Source: an optimization exercise on an open RTL-to-GDS flow (aim: small area). Production flows keep margins and buffers that such runs may drop.
At most, simulation tests tie the RTL to the original design; equivalence was not proved.
Not every run is shown, and edits may drop behaviour that the tests do not exercise.
For run 4, only the layout was checked, not whether the RTL still works.

==> flow/design.v <==
localparam na    = 4'h0;
localparam sel_a = 4'h0;  
localparam sel_b = 4'h1;  
localparam coma  = 4'h2;  
localparam adc_d = 4'h3;  
localparam adec  = 4'h4;  
localparam ainc  = 4'h5;  
localparam axorb = 4'h6;  
localparam aandb = 4'h7;  
localparam asifd = 4'h8;  
localparam alsfb = 4'h9;  
localparam aplsb = 4'ha;  
localparam aplb1 = 4'hb;  
localparam amnsb = 4'hc;  
localparam amns1 = 4'he;  
localparam mask  = 4'hf;  
localparam nwr = 2'b00;  
localparam wra = 2'b01;  
localparam wrb = 2'b10;  
localparam wen = 2'b11;  
localparam inc = 4'h0;  
localparam jmp = 4'h1;  
localparam jz  = 4'h2;  
localparam jnz = 4'h3;  
localparam jc  = 4'h4;  
localparam jnc = 4'h5;  
localparam js  = 4'h6;  
localparam jns = 4'h7;  
localparam cal = 4'h8;  
localparam ret = 4'h9;  
localparam cip = 4'ha;  
localparam csd = 4'hb;  
localparam cdd = 4'hc;  
localparam next = 13'h0;  
localparam sp_r0 = 4'h0;  
localparam sp_r1 = 4'h1;  
localparam sp_r2 = 4'h2;  
localparam sp_r3 = 4'h3;  
localparam sp_r4 = 4'h4;  
localparam sp_r5 = 4'h5;  
localparam sp_sp = 4'h6;  
localparam sp_pc = 4'h7;  
localparam sp_w1 = 4'h8;  
localparam sp_sc = 4'h9;  
localparam sp_di = 4'ha;  
localparam sp_dt = 4'hb;  
localparam sp_ir = 4'hc;  
localparam sp_ab = 4'hd;  
localparam sp_s1 = 4'he;  
localparam sp_s2 = 4'hf;  
localparam ps_carry    = 2'd0;
localparam ps_overflow = 2'd1;
localparam ps_zero     = 2'd2;
localparam ps_neg      = 2'd3;
module microrom(
  input clk,
  input [8:0] addr,
  output reg [26:0] data
);
localparam na    = 4'h0;
localparam sel_a = 4'h0;  
localparam sel_b = 4'h1;  
localparam coma  = 4'h2;  
localparam adc_d = 4'h3;  
localparam adec  = 4'h4;  
localparam ainc  = 4'h5;  
localparam axorb = 4'h6;  
localparam aandb = 4'h7;  
localparam asifd = 4'h8;  
localparam alsfb = 4'h9;  
localparam aplsb = 4'ha;  
localparam aplb1 = 4'hb;  
localparam amnsb = 4'hc;  
localparam amns1 = 4'he;  
localparam mask  = 4'hf;  
localparam nwr = 2'b00;  
localparam wra = 2'b01;  
localparam wrb = 2'b10;  
localparam wen = 2'b11;  
localparam inc = 4'h0;  
localparam jmp = 4'h1;  
localparam jz  = 4'h2;  
localparam jnz = 4'h3;  
localparam jc  = 4'h4;  
localparam jnc = 4'h5;  
localparam js  = 4'h6;  
localparam jns = 4'h7;  
localparam cal = 4'h8;  
localparam ret = 4'h9;  
localparam cip = 4'ha;  
localparam csd = 4'hb;  
localparam cdd = 4'hc;  
localparam next = 13'h0;  
localparam sp_r0 = 4'h0;  
localparam sp_r1 = 4'h1;  
localparam sp_r2 = 4'h2;  
localparam sp_r3 = 4'h3;  
localparam sp_r4 = 4'h4;  
localparam sp_r5 = 4'h5;  
localparam sp_sp = 4'h6;  
localparam sp_pc = 4'h7;  
localparam sp_w1 = 4'h8;  
localparam sp_sc = 4'h9;  
localparam sp_di = 4'ha;  
localparam sp_dt = 4'hb;  
localparam sp_ir = 4'hc;  
localparam sp_ab = 4'hd;  
localparam sp_s1 = 4'he;  
localparam sp_s2 = 4'hf;  
localparam ps_carry    = 2'd0;
localparam ps_overflow = 2'd1;
localparam ps_zero     = 2'd2;
localparam ps_neg      = 2'd3;
always @(*)
  case (addr)
    9'h000: data = { sel_a, sp_pc, sp_ab, wrb, next };
    9'h001: data = { sel_a, sp_di, sp_ir, wrb, next };
    9'h002: data = { ainc, sp_pc, sp_pc, wrb, cip, 9'h0 };
    9'h003: data = { na, na, na, nwr, jmp, 9'h0 };
    9'h008: data = { na, na, na, nwr, jz, 9'h00e };
    9'h009: data = { mask, na, sp_w1, wrb, next };
    9'h00a: data = { aandb, sp_ir, sp_w1, wrb, next };
    9'h00b: data = { aplsb, sp_w1, sp_w1, wrb, next };
    9'h00c: data = { coma, sp_w1, sp_w1, wrb, next };
    9'h00d: data = { aplb1, sp_pc, sp_w1, wra, ret, 9'h0 };
    9'h00e: data = { na, na, na, nwr, ret, 9'h0 };
    9'h028: data = { na, na, na, nwr, csd, 9'h0 };
    9'h029: data = { amns1, sp_w1, na, wra, next };
    9'h02a: data = { na, na, na, nwr, cdd, 9'h0 };
    9'h040: data = { na, na, na, nwr, csd, 9'h0 };
    9'h041: data = { na, na, na, nwr, cdd, 9'h0 };
    9'h042: data = { na, na, na, nwr, ret, 9'h0 };
    9'h100: data = { sel_a, sp_sc, sp_w1, wrb, ret, 9'h0 };
    9'h110: data = { sel_a, sp_w1, sp_dt, wrb, ret, 9'h0 };
    9'h120: data = { sel_a, sp_sc, sp_ab, wrb, next };
    9'h121: data = { sel_a, sp_di, sp_w1, wrb, ret, 9'h0 };
    9'h130: data = { sel_a, sp_dt, sp_ab, wen, ret, 9'h0 };
    9'h140: data = { sel_a, sp_sc, sp_ab, wrb, next };
    9'h141: data = { sel_a, sp_di, sp_w1, wrb, next };
    9'h142: data = { ainc, sp_sc, sp_sc, wrb, ret, 9'h0 };
    9'h150: data = { sel_a, sp_dt, sp_ab, wen, next };
    9'h151: data = { ainc, sp_dt, sp_dt, wrb, ret, 9'h0 };
    9'h160: data = { sel_a, sp_sc, sp_ab, wrb, next };
    9'h161: data = { sel_a, sp_di, sp_ab, wrb, next };
    9'h162: data = { sel_a, sp_di, sp_w1, wrb, next };
    9'h163: data = { ainc, sp_sc, sp_sc, wrb, ret, 9'h0 };
    9'h170: data = { sel_a, sp_dt, sp_ab, wrb, next };
    9'h171: data = { sel_a, sp_di, sp_ab, wen, next };
    9'h172: data = { ainc, sp_dt, sp_dt, wrb, ret, 9'h0 };
    9'h1a0: data = { sel_a, sp_sc, sp_ab, wrb, next };
    9'h1a1: data = { sel_a, sp_di, sp_ab, wrb, next };
    9'h1a2: data = { sel_a, sp_di, sp_w1, wrb, next };
    9'h1a3: data = { adec, sp_sc, sp_sc, wrb, ret, 9'h0 };
    9'h1b0: data = { sel_a, sp_dt, sp_ab, wrb, next };
    9'h1b1: data = { sel_a, sp_di, sp_ab, wen, next };
    9'h1b2: data = { adec, sp_dt, sp_dt, wrb, ret, 9'h0 };
    9'h180: data = { sel_a, sp_sc, sp_ab, wrb, next };
    9'h181: data = { sel_a, sp_di, sp_w1, wrb, next };
    9'h182: data = { adec, sp_sc, sp_sc, wra, ret, 9'h0 };
    9'h190: data = { sel_a, sp_dt, sp_ab, wen, next };
    9'h191: data = { adec, sp_dt, sp_dt, wra, ret, 9'h0 };
    9'h1ff: data = { na, na, na, nwr, jmp, 9'h0 };
    default: data = { na, na, na, nwr, jmp, 9'h0 };
  endcase
endmodule
module T11(
  input reset,
  input clk,
  output [15:0] addr,
  input [15:0] din,
  output [15:0] dout,
  output wr_n,
  output reg [8:0] microrom_addr,
  input [26:0] microrom_data
);
localparam na    = 4'h0;
localparam sel_a = 4'h0;  
localparam sel_b = 4'h1;  
localparam coma  = 4'h2;  
localparam adc_d = 4'h3;  
localparam adec  = 4'h4;  
localparam ainc  = 4'h5;  
localparam axorb = 4'h6;  
localparam aandb = 4'h7;  
localparam asifd = 4'h8;  
localparam alsfb = 4'h9;  
localparam aplsb = 4'ha;  
localparam aplb1 = 4'hb;  
localparam amnsb = 4'hc;  
localparam amns1 = 4'he;  
localparam mask  = 4'hf;  
localparam nwr = 2'b00;  
localparam wra = 2'b01;  
localparam wrb = 2'b10;  
localparam wen = 2'b11;  
localparam inc = 4'h0;  
localparam jmp = 4'h1;  
localparam jz  = 4'h2;  
localparam jnz = 4'h3;  
localparam jc  = 4'h4;  
localparam jnc = 4'h5;  
localparam js  = 4'h6;  
localparam jns = 4'h7;  
localparam cal = 4'h8;  
localparam ret = 4'h9;  
localparam cip = 4'ha;  
localparam csd = 4'hb;  
localparam cdd = 4'hc;  
localparam next = 13'h0;  
localparam sp_r0 = 4'h0;  
localparam sp_r1 = 4'h1;  
localparam sp_r2 = 4'h2;  
localparam sp_r3 = 4'h3;  
localparam sp_r4 = 4'h4;  
localparam sp_r5 = 4'h5;  
localparam sp_sp = 4'h6;  
localparam sp_pc = 4'h7;  
localparam sp_w1 = 4'h8;  
localparam sp_sc = 4'h9;  
localparam sp_di = 4'ha;  
localparam sp_dt = 4'hb;  
localparam sp_ir = 4'hc;  
localparam sp_ab = 4'hd;  
localparam sp_s1 = 4'he;  
localparam sp_s2 = 4'hf;  
localparam ps_carry    = 2'd0;
localparam ps_overflow = 2'd1;
localparam ps_zero     = 2'd2;
localparam ps_neg      = 2'd3;
reg [15:0] MR;   
reg [15:0] SP[15:0];  
wire [15:0] IR = SP[sp_ir];
wire       i6 = IR[15];
wire [2:0] i5 = IR[14:12];
wire [2:0] i4 = IR[11:9];
wire [3:0] i3 = IR[8:6];
wire [2:0] i2 = IR[5:3];
wire [3:0] i1 = IR[2:0];
wire [3:0] ALU_OPE   = microrom_data[26:23];  
wire [3:0] ALU_ASL   = microrom_data[22:19];  
wire [3:0] ALU_BSL   = microrom_data[18:15];  
wire [1:0] ALU_WB    = microrom_data[14:13];  
wire [3:0] MW_P1     = microrom_data[12:9];   
wire [8:0] MW_SEQ    = microrom_data[8:0];    
wire [8:0] ivect = i5 != 0 ? { i5, 6'd0 } : { 3'b0, i4, 3'd0 };
wire [8:0] next_seq =
  MW_P1 == cip ? ivect :
  MW_P1 == csd ? { 1'b1, i5 ? i4 : i2, 5'h0 } :  
  MW_P1 == cdd ? { 1'b1, i2, 5'h10 } :
  MW_P1 == ret ? SP[sp_s1] :
  MW_P1 == jmp || MW_P1 == cal  ? MW_SEQ :
  MW_P1 == jz  &  PSW[ps_zero]  ? MW_SEQ :
  MW_P1 == jnz & ~PSW[ps_zero]  ? MW_SEQ :
  MW_P1 == jc  &  PSW[ps_carry] ? MW_SEQ :
  MW_P1 == jnc & ~PSW[ps_carry] ? MW_SEQ :
  MW_P1 == js  &  PSW[ps_neg]   ? MW_SEQ :
  MW_P1 == jns & ~PSW[ps_neg]   ? MW_SEQ : microrom_addr + 9'd1;
wire call = MW_P1 == cip || MW_P1 == csd || MW_P1 == cdd || MW_P1 == cal;
assign addr = ALU_BSL == sp_ab ? AOUT : 16'd0;
assign dout = ALU_BSL == sp_ab ? SP[sp_w1] : 16'd0;
assign wr_n = ALU_WB == wen ? 1'b0 : 1'b1;
wire [15:0] AIN =
  ALU_ASL == sp_sc ? SP[i5 ? i3 : i1] :  
  ALU_ASL == sp_dt ? SP[i1] : SP[ALU_ASL];
wire [15:0] BIN =
  ALU_BSL == sp_sc ? SP[i5 ? i3 : i1] :  
  ALU_BSL == sp_dt ? SP[i1] : SP[ALU_BSL];
wire updateflags =
  ALU_OPE == aplsb |
  ALU_OPE == amnsb |
  ALU_OPE == amns1;
reg [15:0] PSW;
always @(posedge clk)
  if (updateflags)
    PSW <= {
      12'd0,
      AOUT[15],       
      AOUT == 15'd0,  
      1'b0,           
      AC              
    };
wire [15:0] winc = i6 && i1 != sp_pc && i1 != sp_sp ? 16'd1 : 16'd2;
wire AC;
wire [15:0] AOUT;
assign { AC, AOUT } =
  ALU_OPE == sel_a ? AIN :
  ALU_OPE == sel_b ? BIN :
  ALU_OPE == aplsb ? AIN + BIN :
  ALU_OPE == amnsb ? AIN - BIN :
  ALU_OPE == ainc ? AIN + winc :
  ALU_OPE == adec ? AIN - winc :
  ALU_OPE == amns1 ? AIN - 16'd1 :
  ALU_OPE == mask ? 16'hf :
  ALU_OPE == aandb ? AIN & BIN :
  ALU_OPE == coma ? ~AIN :
  ALU_OPE == aplb1 ? AIN + BIN + 16'd1 : 17'd0;
wire [3:0] AWB = ALU_ASL == sp_sc ? i3 : ALU_ASL == sp_dt ? i1 : ALU_ASL;
wire [3:0] BWB = ALU_BSL == sp_sc ? i3 : ALU_BSL == sp_dt ? i1 : ALU_BSL;
reg started, powered;
always @(posedge clk) begin
  if (reset) begin
    powered <= 1'b1;
    microrom_addr <= 9'h1ff;
    SP[sp_ir] <= 16'd0;
    MR <= din;
    SP[sp_pc] <=
      (MR[15:13] == 3'd0 ? 16'hc000 : 16'd0) |
      (MR[15:13] == 3'd1 ? 16'h8000 : 16'd0) |
      (MR[15:13] == 3'd3 ? 16'h2000 : 16'd0) |
      (MR[15:13] == 3'd2 ? 16'h4000 : 16'd0) |
      (MR[15:13] == 3'd4 ? 16'h1000 : 16'd0) |
      (MR[15:13] == 3'd5 ? 16'h0000 : 16'd0) |
      (MR[15:13] == 3'd6 ? 16'hf600 : 16'd0) |
      (MR[15:13] == 3'd7 ? 16'hf400 : 16'd0);
    if (started) SP[sp_pc][2] <= 1'b1;
  end
  else begin
    started <= powered;
    microrom_addr <= next_seq;
    SP[sp_di] <= din;
    if (ALU_WB[0]) SP[AWB] <= { i6 ? SP[AWB][15:8] : AOUT[15:8], AOUT[7:0] };
    if (ALU_WB[1]) SP[BWB] <= { i6 ? SP[BWB][15:8] : AOUT[15:8], AOUT[7:0] };
    if (call) { SP[sp_s2], SP[sp_s1] } <= { SP[sp_s1], {7'd0, microrom_addr+9'd1}};
    if (MW_P1 == ret) { SP[sp_s2], SP[sp_s1] } <= { 16'd0, SP[sp_s2] };
  end
end
wire [15:0] debug_sp0 = SP[4'h0];
wire [15:0] debug_sp1 = SP[4'h1];
wire [15:0] debug_sp2 = SP[4'h2];
wire [15:0] debug_sp3 = SP[4'h3];
wire [15:0] debug_sp4 = SP[4'h4];
wire [15:0] debug_sp5 = SP[4'h5];
wire [15:0] debug_sp6 = SP[4'h6];
wire [15:0] debug_sp7 = SP[4'h7];
wire [15:0] debug_sp8 = SP[4'h8];
wire [15:0] debug_sp9 = SP[4'h9];
wire [15:0] debug_spa = SP[4'ha];
wire [15:0] debug_spb = SP[4'hb];
wire [15:0] debug_spc = SP[4'hc];
wire [15:0] debug_spd = SP[4'hd];
wire [15:0] debug_spe = SP[4'he];
wire [15:0] debug_spf = SP[4'hf];
endmodule
module t11_cpu(
  input         clk,
  input         reset,
  output [15:0] addr,
  input  [15:0] din,
  output [15:0] dout,
  output        wr_n
);
wire [8:0]  microrom_addr;
wire [26:0] microrom_data;
T11 cpu(
  .reset(reset),
  .clk(clk),
  .addr(addr),
  .din(din),
  .dout(dout),
  .wr_n(wr_n),
  .microrom_addr(microrom_addr),
  .microrom_data(microrom_data)
);
microrom rom(
  .clk(clk),
  .addr(microrom_addr),
  .data(microrom_data)
);
endmodule
==> flow/run.sh <==
#!/bin/bash
# synth_recipe.tcl (not shown) runs the flow's synth.tcl, then flattens the netlist and writes it again
# the make line also repeats each setting of config.mk as NAME=value (left out here)
make -C /OpenROAD-flow-scripts/flow DESIGN_CONFIG=/design/flow/config.mk WORK_HOME=/design/flow/orfs CLKGATE_MAP_FILE= SYNTH_SCRIPT=/design/flow/synth_recipe.tcl finish
==> flow/config.mk <==
export PLATFORM = sky130hd
export DESIGN_NAME = t11_cpu
export DESIGN_NICKNAME = t11_cpu
export VERILOG_FILES = /design/flow/design.v
export SDC_FILE = /design/flow/constraint.sdc
export NUM_CORES = 4
export LEC_CHECK = 0
export CAP_MARGIN = 20
export CORE_MARGIN = 2
export CORE_UTILIZATION = 40
export SLEW_MARGIN = 20
==> flow/constraint.sdc <==
create_clock -name core_clock -period 11.0 [get_ports {clk}]
set_input_delay 2.2000 -clock core_clock [delete_from_list [all_inputs] [get_ports {clk}]]
set_output_delay 2.2000 -clock core_clock [all_outputs]
set_load 0.01 [all_outputs]
Fig. 1: run 1, cells colored by class
Scale: 2 px per µm.
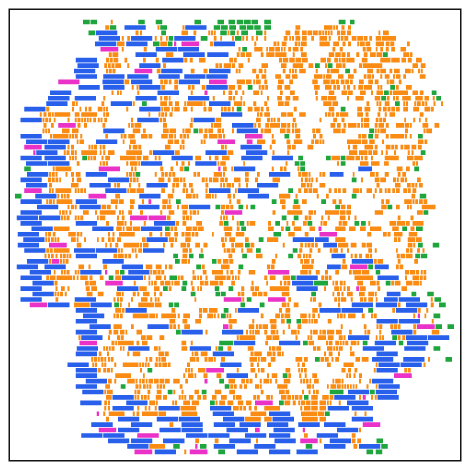
clock drivers and dummy loads -> magenta  # cells 52
sequential cells -> blue  # cells 252
combinational and other logic -> orange  # cells 1830
remaining buffers and delay cells -> green  # cells 178

Fig. 2: run 1, close-up of the layout
Region (154, 41) to (184, 71) µm. Cells in gray, sequential cells in the stronger gray; small squares are vias.
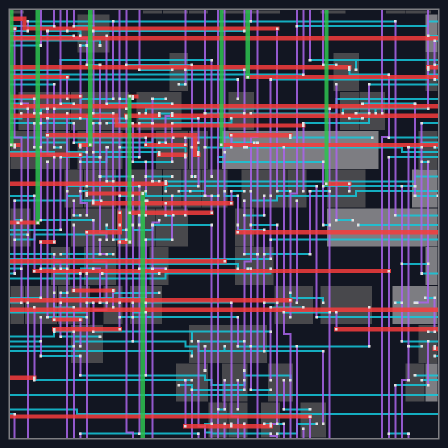
metal 4 -> green
metal 2 -> purple
metal 1 -> cyan
metal 3 -> red
netlist names of flops here include = `cpu.SP` (2)
cells with their middle in the window = 54
sequential cells in the window = 2
most frequent = nand2_1 (15), and3_1 (6), nor2_1 (5)

Fig. 3: run 1, pin placement
Scale: 2 px per µm. Pins as bars across the die edge, other pins in gray.
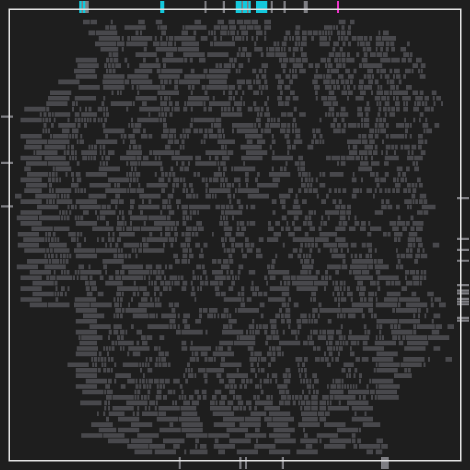
`reset` -> magenta  # pins 1, direction input, edge north
`addr` -> cyan  # pins 16, direction output, edge north
all pins by edge = 28 north, 12 east, 8 south, 3 west

==> out/results.txt, run 1 <==
Post-Synth Adder-Cell Area: 1.97%
Inverters, non-clock: 60
Cell Area, Placed: 0.0212 mm²
Max Clk Rate: 0.0939 GHz
Initial core utilization: 40.7%
Post-Synth Simple-Gate Area: 23.7%
Multi-In Gates: 1770
Status: no timing/DRC/antenna violations
Required time of the worst setup path: 8.80 ns
Final Util: 46.5%
Clk buf depth: 3
DP Worst Slack: 0.500 ns
Non-clk buf share: 6.76%
Global Route met2 Usage: 51.6%
R2R depth: 29
Async SR Flop Fraction: 0%
Largest cells by area after synthesis: edfxtp_1, nand2_1, nand3_1, mux4_2, a21oi_1
First-pass detailed-route iteration total: 6
Clock Skew: 0.0167 ns
Finished Cell Area: 0.0223 mm²
Count leader, synth: nand2_1
Largest register by flop count: cpu.SP
Sequential area share after synthesis: 38.3%
Worst Setup EP: addr[15]
Clock buffers: 31
Wire length on met1: 35700 µm
Synth Instances: 2238
Stages on worst setup path: 27
CTS Hold Buffers Added: 0
CTS clk-pin slew, worst paths: 0.06 ns
Synth warnings: 2
Ant. Diodes: 1
Post-DR wirelength/cell: 31.1 µm
Critical R2R Launch: cpu.microrom_addr[2]$_SDFF_PP1_
Clock Sinks: 252
==> run 2: a larger rewrite; changed files in full <==
==> flow/design.v <==
module t11_cpu(
  input         clk,
  input         reset,
  output [15:0] addr,
  input  [15:0] din,
  output [15:0] dout,
  output        wr_n
);
localparam F0 = 5'd0;   
localparam F1 = 5'd1;   
localparam F2 = 5'd2;   
localparam J0 = 5'd3;   
localparam N2 = 5'd4;   
localparam B0 = 5'd5;   
localparam B1 = 5'd6;
localparam B2 = 5'd7;
localparam B3 = 5'd8;   
localparam B4 = 5'd9;
localparam B5 = 5'd10;  
localparam PS = 5'd11;  
localparam D1 = 5'd12;  
localparam PD = 5'd13;  
localparam S0 = 5'd16;
localparam T0 = 5'd20;
reg [127:0] RF;         
reg [15:0]  W1, IR, DI;
reg         Z;
reg [4:0]   st;
wire       i6 = IR[15];
wire [2:0] i5 = IR[14:12];
wire [2:0] i4 = IR[11:9];
wire [2:0] i3 = IR[8:6];
wire [2:0] i2 = IR[5:3];
wire [2:0] i1 = IR[2:0];
wire rt   = st[4];
wire dst  = st[2];
wire [1:0] step = st[1:0];
wire src  = rt & ~dst;
wire dstr = rt & dst;
wire [2:0] smode = i5 == 3'd0 ? i2 : i5 == 3'd1 ? i4 : {i5[1:0], 1'b0};
wire [2:0] mode  = dst ? i2 : smode;
wire m0   = mode == 3'd0;
wire m1   = mode == 3'd1;
wire m24  = mode == 3'd2 || mode == 3'd4;    
wire m35  = mode == 3'd3 || mode == 3'd5;    
wire mdec = mode[2];                          
wire m67  = mode[2] & mode[1];
wire s_addr_r  = (st == F0) | (rt & step == 2'd0 & ~m0 & ~m67);
wire s_addr_di = rt & step == 2'd1 & m35;
wire s_wr      = dstr & ((step == 2'd0 & (m1 | m24)) | (step == 2'd1 & m35));
wire s_w1_rd   = src & step == 2'd0 & m0;                        
wire s_w1_di   = src & ((step == 2'd1 & (m1 | m24)) | (step == 2'd2 & m35));
wire s_incdec  = rt & ((step == {~dst, dst} & m24) | (step == {1'b1, ~dst} & m35));
wire s_t0      = dstr & step == 2'd0 & m0;                       
wire last      = rt & (m0 | m67 & step == 2'd0 | s_incdec | (m1 & step == {1'b0, ~dst}));
wire use_pc = (st == F0) | (st == F2) | (st == B5);
wire [2:0] ridx = use_pc ? 3'd7 : (src & i5 == 3'd0) ? i1 : dst ? i1 : i3;
wire [15:0] rval = RF[ridx*16 +: 16];
wire sel_w1 = (st == D1) | s_t0;
wire sel_di = s_addr_di | s_w1_di;
wire [15:0] X = sel_w1 ? W1 : sel_di ? DI : rval;
wire w2 = ~i6 | (i1[2:1] == 2'b11);
wire sub = (s_incdec & mdec) | (st == D1) | (st == B5);
wire [4:0] K = (st == B5) ? {IR[3:0], 1'b0} :
               (st == F2 | s_incdec) ? {3'b000, w2, ~w2} :
               (st == D1) ? 5'd1 : 5'd0;
wire [15:0] Kx = {11'd0, K} ^ {16{sub}};
wire [15:0] ALU = X + Kx + {15'd0, sub};
assign addr = (s_addr_r | s_addr_di) ? X : 16'd0;
assign dout = W1;
assign wr_n = ~s_wr;
wire rf_we = ~reset & ((st == F2) | (st == B5) | s_incdec | s_t0);
wire [2:0] widx = use_pc ? 3'd7 : src ? i3 : i1;
reg [15:0] pc_rst;
always @(*)
  case (din[15:13])
    3'd0: pc_rst = 16'hc004;
    3'd1: pc_rst = 16'h8004;
    3'd2: pc_rst = 16'h4004;
    3'd3: pc_rst = 16'h2004;
    3'd4: pc_rst = 16'h1004;
    3'd5: pc_rst = 16'h0004;
    3'd6: pc_rst = 16'hf604;
    default: pc_rst = 16'hf404;
  endcase
integer r;
always @(posedge clk) begin
  for (r = 0; r < 8; r = r + 1) begin
    if (rf_we && widx == r) begin
      RF[r*16 +: 8] <= ALU[7:0];
      if (!i6) RF[r*16+8 +: 8] <= ALU[15:8];
    end
  end
  if (reset) RF[112 +: 16] <= pc_rst;
end
wire w1_we = ~reset & (s_w1_rd | s_w1_di | (st == D1));
always @(posedge clk) begin
  if (w1_we) W1[7:0] <= ALU[7:0];
  if (~reset & ~i6) begin
    if (w1_we) W1[15:8] <= ALU[15:8];
    else if (st == B1) W1[15:8] <= 8'h00;
    else if (st == B4) W1[15:8] <= 8'hff;
  end
end
always @(posedge clk) begin
  DI <= din;
  if (reset) IR <= 16'd0;
  else if (st == F1) IR <= {i6 ? IR[15:8] : DI[15:8], DI[7:0]};
end
always @(posedge clk) begin
  if (st == D1) Z <= ALU == 16'd0;
  else if (st == B3) Z <= IR[3:0] == 4'd0 && (~i6 || W1[14:8] == 7'd0);
end
reg [4:0] nst;
always @(*) begin
  case (st)
    F0: nst = F1;
    F1: nst = F2;
    F2: nst = i5 == 3'd0 ? (i4 == 3'd0 ? F0 : i4 == 3'd1 ? B0 : i4 == 3'd5 ? PS : J0) :
              i5 == 3'd1 ? PS :
              (i5 == 3'd4 || i5 == 3'd5 || i5 == 3'd6) ? S0 : J0;
    N2: nst = J0;
    B0: nst = Z ? N2 : B1;
    B1: nst = B2;
    B2: nst = B3;
    B3: nst = B4;
    B4: nst = B5;
    B5: nst = J0;
    PS: nst = S0;
    D1: nst = PD;
    PD: nst = T0;
    default:
      if (rt) begin
        if (m67 && step == 2'd0) nst = F0;
        else if (last) nst = dst ? (i5 == 3'd1 ? N2 : J0) :
                                   (i5 == 3'd1 ? PD : i5 == 3'd0 ? D1 : J0);
        else nst = st + 5'd1;
      end else nst = F0;    
  endcase
end
always @(posedge clk)
  if (reset) st <= J0;
  else st <= nst;
endmodule
==> flow/config.mk <==
export PLATFORM = sky130hd
export DESIGN_NAME = t11_cpu
export DESIGN_NICKNAME = t11_cpu
export VERILOG_FILES = /design/flow/design.v
export SDC_FILE = /design/flow/constraint.sdc
export NUM_CORES = 4
export LEC_CHECK = 0
export ABC_AREA = 1
export CAP_MARGIN = 20
export CORE_MARGIN = 2
export CORE_UTILIZATION = 40
export SLEW_MARGIN = 20
Fig. 4: run 2, metal 2
Scale: 4 px per µm. Cells faint in the background.
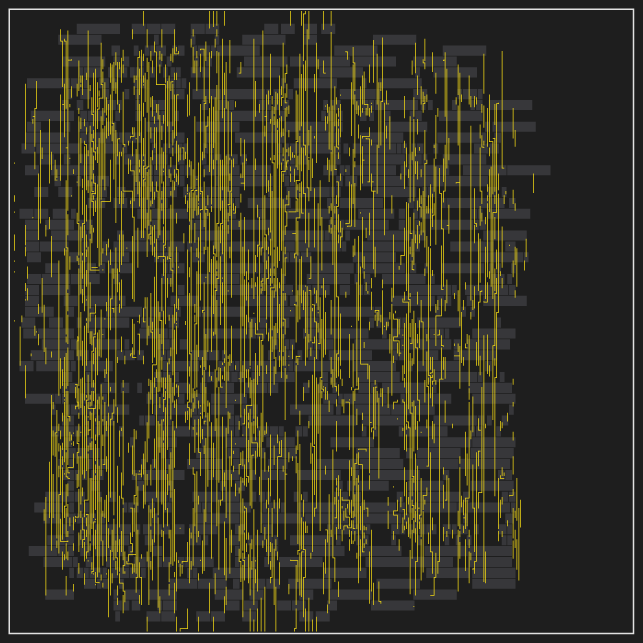
wire length on this layer = 12400 µm
share of all routed wire = 48%

Fig. 5: run 2, pin placement
Scale: 3 px per µm. Pins as bars across the die edge, other pins in gray.
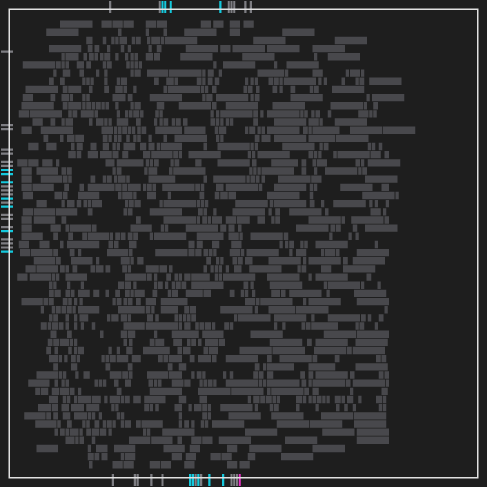
`reset` -> magenta  # pins 1, direction input, edge south
`addr` -> cyan  # pins 16, direction output, edge 7 west, 5 south, 4 north
all pins by edge = 24 west, 16 south, 11 north

Fig. 6: run 2, close-up of the layout
Region (102, 24) to (132, 54) µm. Cells in gray, sequential cells in the stronger gray; small squares are vias.
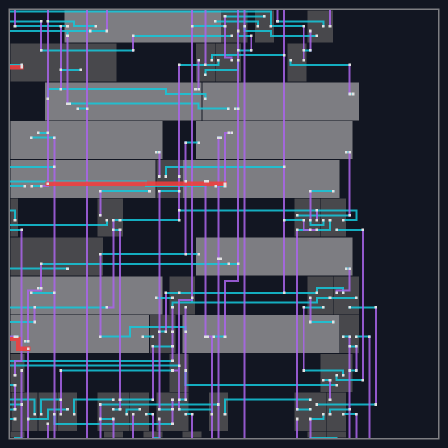
metal 1 -> cyan
metal 2 -> purple
metal 3 -> red
netlist names of flops here include = `RF` (11)
most frequent = edfxtp_1 (11), o21ai_0 (8), nand2_1 (7)
sequential cells in the window = 11
cells with their middle in the window = 39

Fig. 7: run 2, cells colored by class
Scale: 4 px per µm.
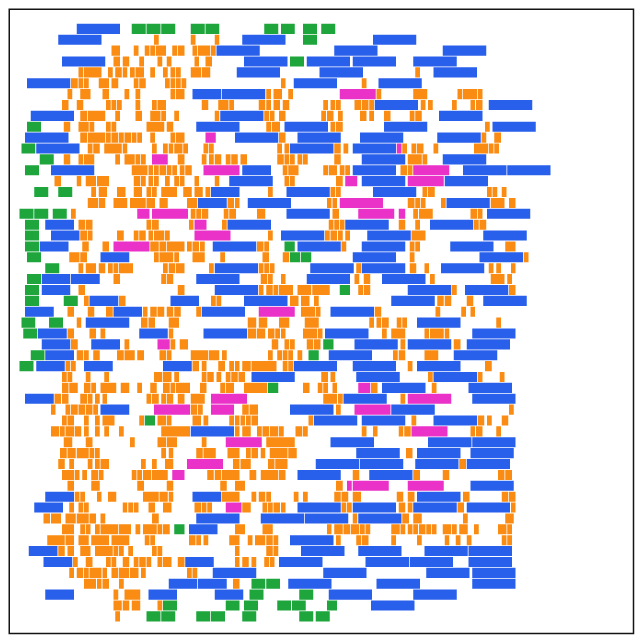
combinational and other logic -> orange  # cells 783
remaining buffers and delay cells -> green  # cells 60
sequential cells -> blue  # cells 182
clock drivers and dummy loads -> magenta  # cells 32

==> run 2 against run 1 <==
Compared with the run above:
- largest cell class is now registers
- routed wire length fell by 72%
- via count is 63% lower
==> out/results.txt, run 2 <==
Wire length on met1: 11100 µm
Multi-input gate share of total cell area: 34.4%
CTS clk-pin slew, worst paths: 0.07 ns
Required time of the worst setup path: 8.80 ns
Status: no timing/DRC/antenna violations
R2R depth: 30
Ant. Diodes: 0
Inverters, non-clock: 84
Synth Instances: 1003
Clock buffers: 18
First-pass detailed-route iteration total: 5
Finished Cell Area: 0.0106 mm²
Worst Setup EP: addr[6]
DP Worst Slack: 4.28 ns
Critical R2R Launch: st[2]$_SDFF_PP0_
Post-Synth Simple-Gate Area: 24.0%
Sequential area share after synthesis: 55.4%
Global Route met2 Usage: 36.5%
Final Util: 46.8%
Clock Skew: 0.0125 ns
Cell Area, Placed: 0.00999 mm²
Max Clk Rate: 0.138 GHz
CTS Hold Buffers Added: 0
Async SR Flop Fraction: 0%
Count leader, synth: nand2_1
Initial core utilization: 40.6%
Synth warnings: 1
Largest register by flop count: RF
Clock Sinks: 182
CP max stage cell: inv_2
Stages on worst setup path: 12
Post-Synth Adder-Cell Area: 2.26%
==> inputs of run 3 (changes only) <==
--- a/flow/config.mk
+++ b/flow/config.mk
@@ -5,7 +5,6 @@
 export SDC_FILE = /design/flow/constraint.sdc
 export NUM_CORES = 4
 export LEC_CHECK = 0
-export ABC_AREA = 1
 export CAP_MARGIN = 20
 export CORE_MARGIN = 2
 export CORE_UTILIZATION = 40
==> run 3 against run 2 <==
Compared with the run above:
- via count down 5.8%
- utilization down 0.22 points
- highest routed layer unchanged
- critical path depth down 3
- design area down 1.4%
==> out/results.txt, run 3 <==
Clock buffers: 17
Max Clk Rate: 0.137 GHz
Status: no timing/DRC/antenna violations
Multi-input gate share of total cell area: 34.7%
Post-Synth Simple-Gate Area: 18.1%
DRC: 0
Global Route met2 Usage: 34.8%
Synth Instances: 877
Cell Area, Placed: 0.00983 mm²
Final period util: 66.6%
Total GRT Usage: 22.6%
Worst Setup EP: addr[0]
Initial core utilization: 40.4%
Hold slack: 0.467 ns
Wire length on met1: 11400 µm
Count leader, synth: nand2_1
Required time of the worst setup path: 8.80 ns
Max-slew violations: 0
Ant. Diodes: 0
CP max stage cell: dfxtp_1
Critical R2R Launch: st[2]$_SDFF_PP0_
Multi-In Gates: 605
Inverters, non-clock: 43
First-pass detailed-route iteration total: 6
CTS Hold Buffers Added: 0
Synth warnings: 1
Combinational family with the most area after synthesis: simple AND/OR/NAND/NOR gates
Final Util: 46.6%
Post-DR wirelength/cell: 21.6 µm
Finished Cell Area: 0.0104 mm²
FILL cells: 2150
Non-clk buf share: 5.65%
CTS clk-pin slew, worst paths: 0.08 ns
Initial antenna violation count: 0
Async SR Flop Fraction: 0%
Largest register by flop count: RF
Post-synthesis instance area: 0.00907 mm²
Sequential area share after synthesis: 56.2%
Commonest cells post-synth: nand2_1, edfxtp_1, nor2_1, a21oi_1
Top layer in use: met4
Largest cells by area after synthesis: edfxtp_1, dfxtp_1, nand2_1, mux2i_1, a21oi_1
Post-Synth Adder-Cell Area: 2.29%
DP Worst Slack: 4.20 ns
R2R depth: 21
Clk buf depth: 2
Post-synthesis compound-gate area fraction: 14.0%
Stages on worst setup path: 9
Fig. 8: run 3, close-up of the layout
Region (101, 24) to (131, 54) µm. Cells in gray, sequential cells in the stronger gray; small squares are vias.
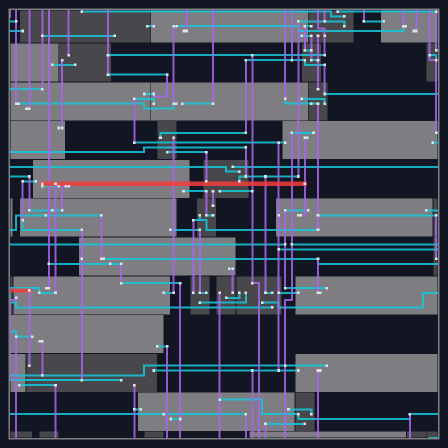
metal 2 -> purple
metal 3 -> red
metal 1 -> cyan
cells with their middle in the window = 26
netlist names of flops here include = `RF` (13)
sequential cells in the window = 13
most frequent = edfxtp_1 (13), nand2_1 (7), a311oi_1 (3)

Fig. 9: run 3, the clock network
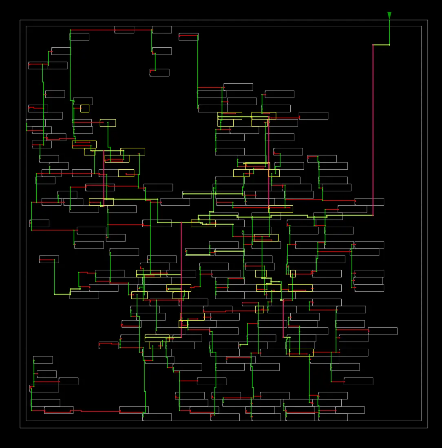
number of CTS-inserted buffers: 17
Clock Skew: 0.0185 ns
Clk Latency, worst-skew pair: 0.44 ns
seq_cells: 182

Fig. 10: run 3, pin placement
Scale: 3 px per µm. Pins as bars across the die edge, other pins in gray.
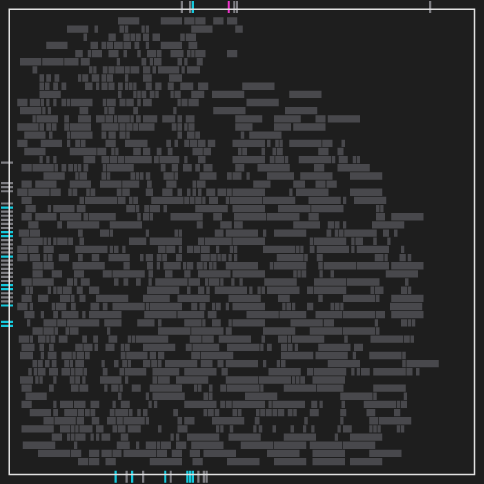
`addr` -> cyan  # pins 16, direction output, edge 9 west, 6 south, 1 north
`reset` -> magenta  # pins 1, direction input, edge north
all pins by edge = 32 west, 12 south, 7 north

Fig. 11: run 3, metal 2
Scale: 4 px per µm. Cells faint in the background.
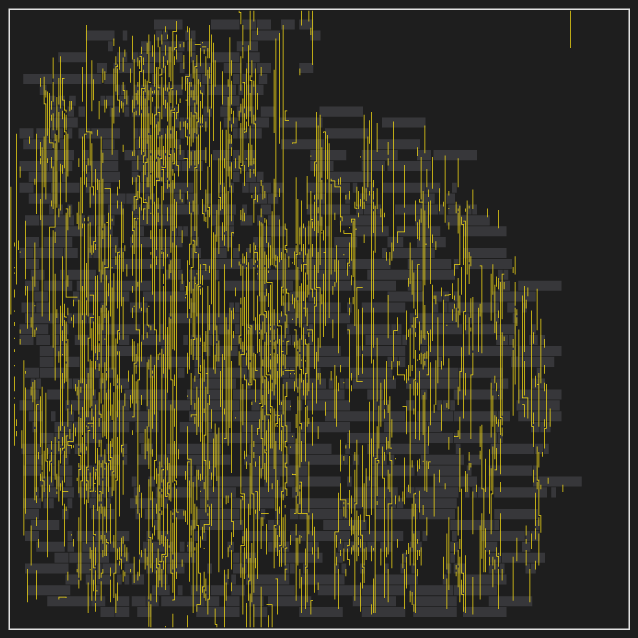
share of all routed wire = 46%
wire length on this layer = 11900 µm
main direction = vertical

==> inputs of run 4 (changes only) <==
--- a/flow/design.v
+++ b/flow/design.v
@@ -55,22 +55,10 @@
 wire last      = rt & (m0 | m67 & step == 2'd0 | s_incdec | (m1 & step == {1'b0, ~dst}));
 wire use_pc = (st == F0) | (st == F2) | (st == B5);
 wire [2:0] ridx = use_pc ? 3'd7 : (src & i5 == 3'd0) ? i1 : dst ? i1 : i3;
-wire [15:0] rval = RF[ridx*16 +: 16];
 wire sel_w1 = (st == D1) | s_t0;
 wire sel_di = s_addr_di | s_w1_di;
-wire [15:0] X = sel_w1 ? W1 : sel_di ? DI : rval;
-wire w2 = ~i6 | (i1[2:1] == 2'b11);
-wire sub = (s_incdec & mdec) | (st == D1) | (st == B5);
-wire [4:0] K = (st == B5) ? {IR[3:0], 1'b0} :
-               (st == F2 | s_incdec) ? {3'b000, w2, ~w2} :
-               (st == D1) ? 5'd1 : 5'd0;
-wire [15:0] Kx = {11'd0, K} ^ {16{sub}};
-wire [15:0] ALU = X + Kx + {15'd0, sub};
-assign addr = (s_addr_r | s_addr_di) ? X : 16'd0;
-assign dout = W1;
-assign wr_n = ~s_wr;
-wire rf_we = ~reset & ((st == F2) | (st == B5) | s_incdec | s_t0);
-wire [2:0] widx = use_pc ? 3'd7 : src ? i3 : i1;
+wire sel_rf = use_pc | s_addr_r | s_w1_rd | s_incdec;
+wire sel_ps = reset & (st == J0);
 reg [15:0] pc_rst;
 always @(*)
   case (din[15:13])
@@ -83,29 +71,54 @@
     3'd6: pc_rst = 16'hf604;
     default: pc_rst = 16'hf404;
   endcase
+reg [15:0] X;
+integer k;
+always @(*) begin
+  X = ({16{sel_w1}} & W1) | ({16{sel_di}} & DI) | ({16{sel_ps}} & pc_rst);
+  for (k = 0; k < 8; k = k + 1)
+    X = X | ({16{sel_rf && ridx == k}} & RF[k*16 +: 16]);
+end
+wire w2 = ~i6 | (i1[2:1] == 2'b11);
+wire sub = (s_incdec & mdec) | (st == D1) | (st == B5) | (st == B4);
+wire [4:0] K = (st == B5) ? {IR[3:0], 1'b0} :
+               (st == F2 | s_incdec) ? {3'b000, w2, ~w2} :
+               (st == D1 | st == B4) ? 5'd1 : 5'd0;
+wire [15:0] Kx = {11'd0, K} ^ {16{sub}};
+reg [15:0] ALU;
+reg c;
+integer b;
+always @(*) begin
+  c = sub;
+  for (b = 0; b < 16; b = b + 1) begin
+    ALU[b] = X[b] ^ Kx[b] ^ c;
+    c = (X[b] & Kx[b]) | (c & (X[b] ^ Kx[b]));
+  end
+end
+assign addr = (s_addr_r | s_addr_di) ? X : 16'd0;
+assign dout = W1;
+assign wr_n = ~s_wr;
+wire rf_we = ~reset & ((st == F2) | (st == B5) | s_incdec | s_t0);
+wire [2:0] widx = use_pc ? 3'd7 : src ? i3 : i1;
 integer r;
 always @(posedge clk) begin
   for (r = 0; r < 8; r = r + 1) begin
-    if (rf_we && widx == r) begin
+    if ((rf_we && widx == r) || (reset && r == 7)) begin
       RF[r*16 +: 8] <= ALU[7:0];
-      if (!i6) RF[r*16+8 +: 8] <= ALU[15:8];
+      if (!i6 || reset) RF[r*16+8 +: 8] <= ALU[15:8];
     end
   end
-  if (reset) RF[112 +: 16] <= pc_rst;
 end
-wire w1_we = ~reset & (s_w1_rd | s_w1_di | (st == D1));
+wire w1_we = ~reset & (s_w1_rd | s_w1_di | (st == D1) | (st == B1) | (st == B4));
 always @(posedge clk) begin
   if (w1_we) W1[7:0] <= ALU[7:0];
-  if (~reset & ~i6) begin
-    if (w1_we) W1[15:8] <= ALU[15:8];
-    else if (st == B1) W1[15:8] <= 8'h00;
-    else if (st == B4) W1[15:8] <= 8'hff;
-  end
+  if (w1_we & ~i6) W1[15:8] <= ALU[15:8];
 end
 always @(posedge clk) begin
   DI <= din;
-  if (reset) IR <= 16'd0;
-  else if (st == F1) IR <= {i6 ? IR[15:8] : DI[15:8], DI[7:0]};
+  if (st == F1) IR[7:0] <= DI[7:0];
+  if (st == F1 && !i6) IR[14:8] <= DI[14:8];
+  if (reset) IR[15] <= 1'b0;
+  else if (st == F1 && !i6) IR[15] <= DI[15];
 end
 always @(posedge clk) begin
   if (st == D1) Z <= ALU == 16'd0;
Fig. 12: run 4, close-up of the layout
Region (95, 22) to (125, 52) µm. Cells in gray, sequential cells in the stronger gray; small squares are vias.
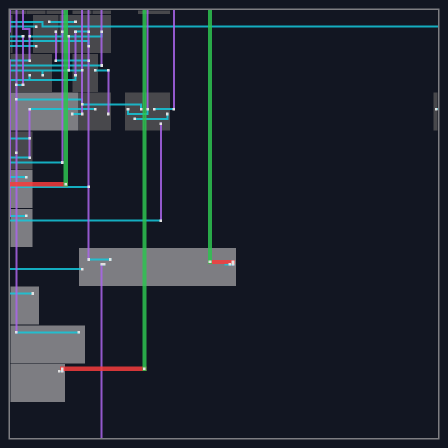
metal 4 -> green
metal 2 -> purple
metal 3 -> red
metal 1 -> cyan
sequential cells in the window = 1
netlist names of flops here include = `IR` (1)
most frequent = or4b_2 (2), nor2b_1 (2), o21ai_0 (2)
cells with their middle in the window = 9

Fig. 13: run 4, metal 2
Scale: 4 px per µm. Cells faint in the background.
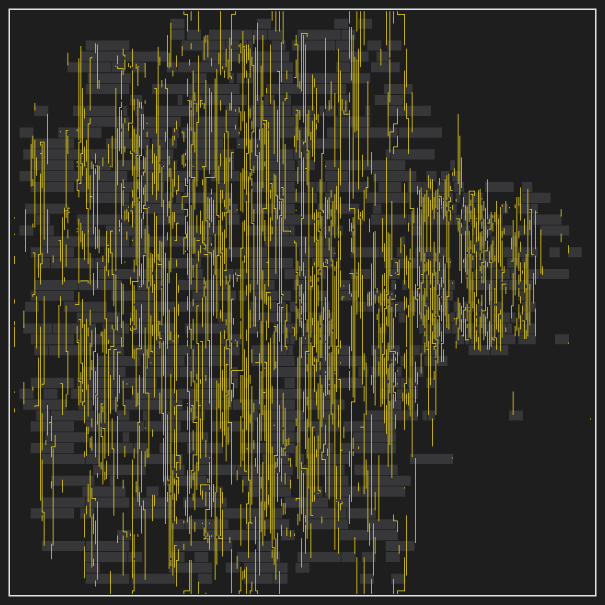
longest straight run = 75.8 µm
nets with wire on the layer = 600

Fig. 14: run 4, the clock network
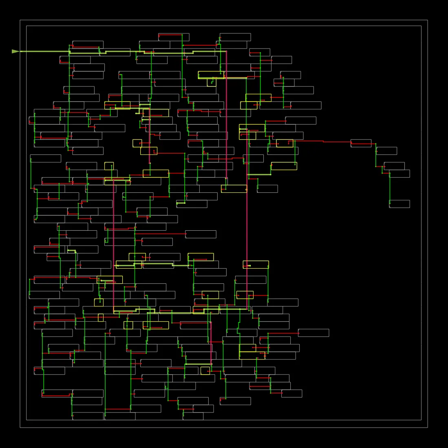
clock buffers: 17
Clock Skew: 0.0151 ns
Clock Sinks: 182

Fig. 15: run 4, pin placement
Scale: 3 px per µm. Pins as bars across the die edge, other pins in gray.
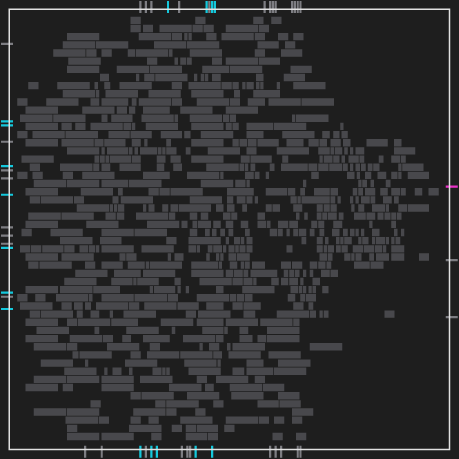
`reset` -> magenta  # pins 1, direction input, edge east
`addr` -> cyan  # pins 16, direction output, edge 7 west, 5 south, 4 north
all pins by edge = 17 north, 16 south, 15 west, 3 east

==> run 4 against run 3 <==
Compared with the run above:
- critical path type is now flop to flop
- worst setup slack got worse by 2.6 ns
- critical path depth increased by 20
- clock skew shrank 0.0034 ns
- global-route usage shrank 1.3 points
- cell count fell by 22%
- worst hold slack worse by 0.019 ns
==> out/results.txt, run 4 <==
DP Worst Slack: 0.931 ns
Initial core utilization: 40.4%
Seq_cells: 182
Multi-input gate share of total cell area: 27.5%
Count leader, synth: edfxtp_1
R2R depth: 29
Post-Synth Adder-Cell Area: 4.24%
Max Clk Rate: 0.100 GHz
First-pass detailed-route iteration total: 6
Largest cells by area after synthesis: edfxtp_1, dfxtp_1, a222oi_1, fa_1, nand2_1
Hold slack: 0.448 ns
Status: no timing/DRC/antenna violations
CTS clk-pin slew, worst paths: 0.07 ns
Clk buf depth: 2
Required time of the worst setup path: 11.17 ns
Synth Instances: 599
Finished Cell Area: 0.00959 mm²
Global Route met2 Usage: 33.7%
Inverters, non-clock: 21
Worst Setup EP: Z$_DFFE_PP_
Post-DR wirelength/cell: 23.8 µm
Final Util: 47.9%
Post-synthesis instance area: 0.00809 mm²
Synth warnings: 1
Ant. Diodes: 0
Number of CTS-inserted buffers: 17
Largest register by flop count: RF
Async SR Flop Fraction: 0%
Multi-In Gates: 364
Critical R2R Launch: IR[12]$_DFFE_PP_
DRC: 0
Sequential area share after synthesis: 64.8%
Max-slew violations: 0
CTS Hold Buffers Added: 0
Top layer in use: met4
Clk Latency, worst-skew pair: 0.44 ns

what the ideal ports hide:
No port has a modelled driver above. Below, the same layouts with a new extraction and two added sets of constraints.
Step 1 assumes that a clkbuf_16 drives the clock port and a buf_2 every other input.
Step 2 moves the port delays by t, midway between the first and last clock arrival at a register: inputs arrive t later, outputs are due t later. That takes back most of the time a late clock gives input paths.
Three values: ideal, step 1, step 2; two values: the first two.
| run | t (ns) | setup WS [ns] | worst hold slack (ns) | worst register clock-pin slew, ns | worst slew at a driven data input, ns |
|---|---|---|---|---|---|
| run 1 | 0.656 | 0.351 / 0.298 / 0.954 | 0.567 / 0.567 / 0.567 | 0.07 / 0.07 | 0.07 |
| run 2 | 0.476 | 3.765 / 3.719 / 4.131 | 0.490 / 0.490 / 0.490 | 0.07 / 0.07 | 0.03 |
| run 3 | 0.482 | 3.675 / 3.627 / 4.110 | 0.467 / 0.467 / 0.467 | 0.08 / 0.08 | 0.05 |
| run 4 | 0.478 | 1.030 / 1.030 / 0.894 | 0.448 / 0.448 / 0.448 | 0.08 / 0.08 | 0.04 |
After both steps every run listed still meets setup and hold. For run 4, which loses most, drivers alone change the setup slack by 0.000 ns; drivers and shift together by -0.136 ns.
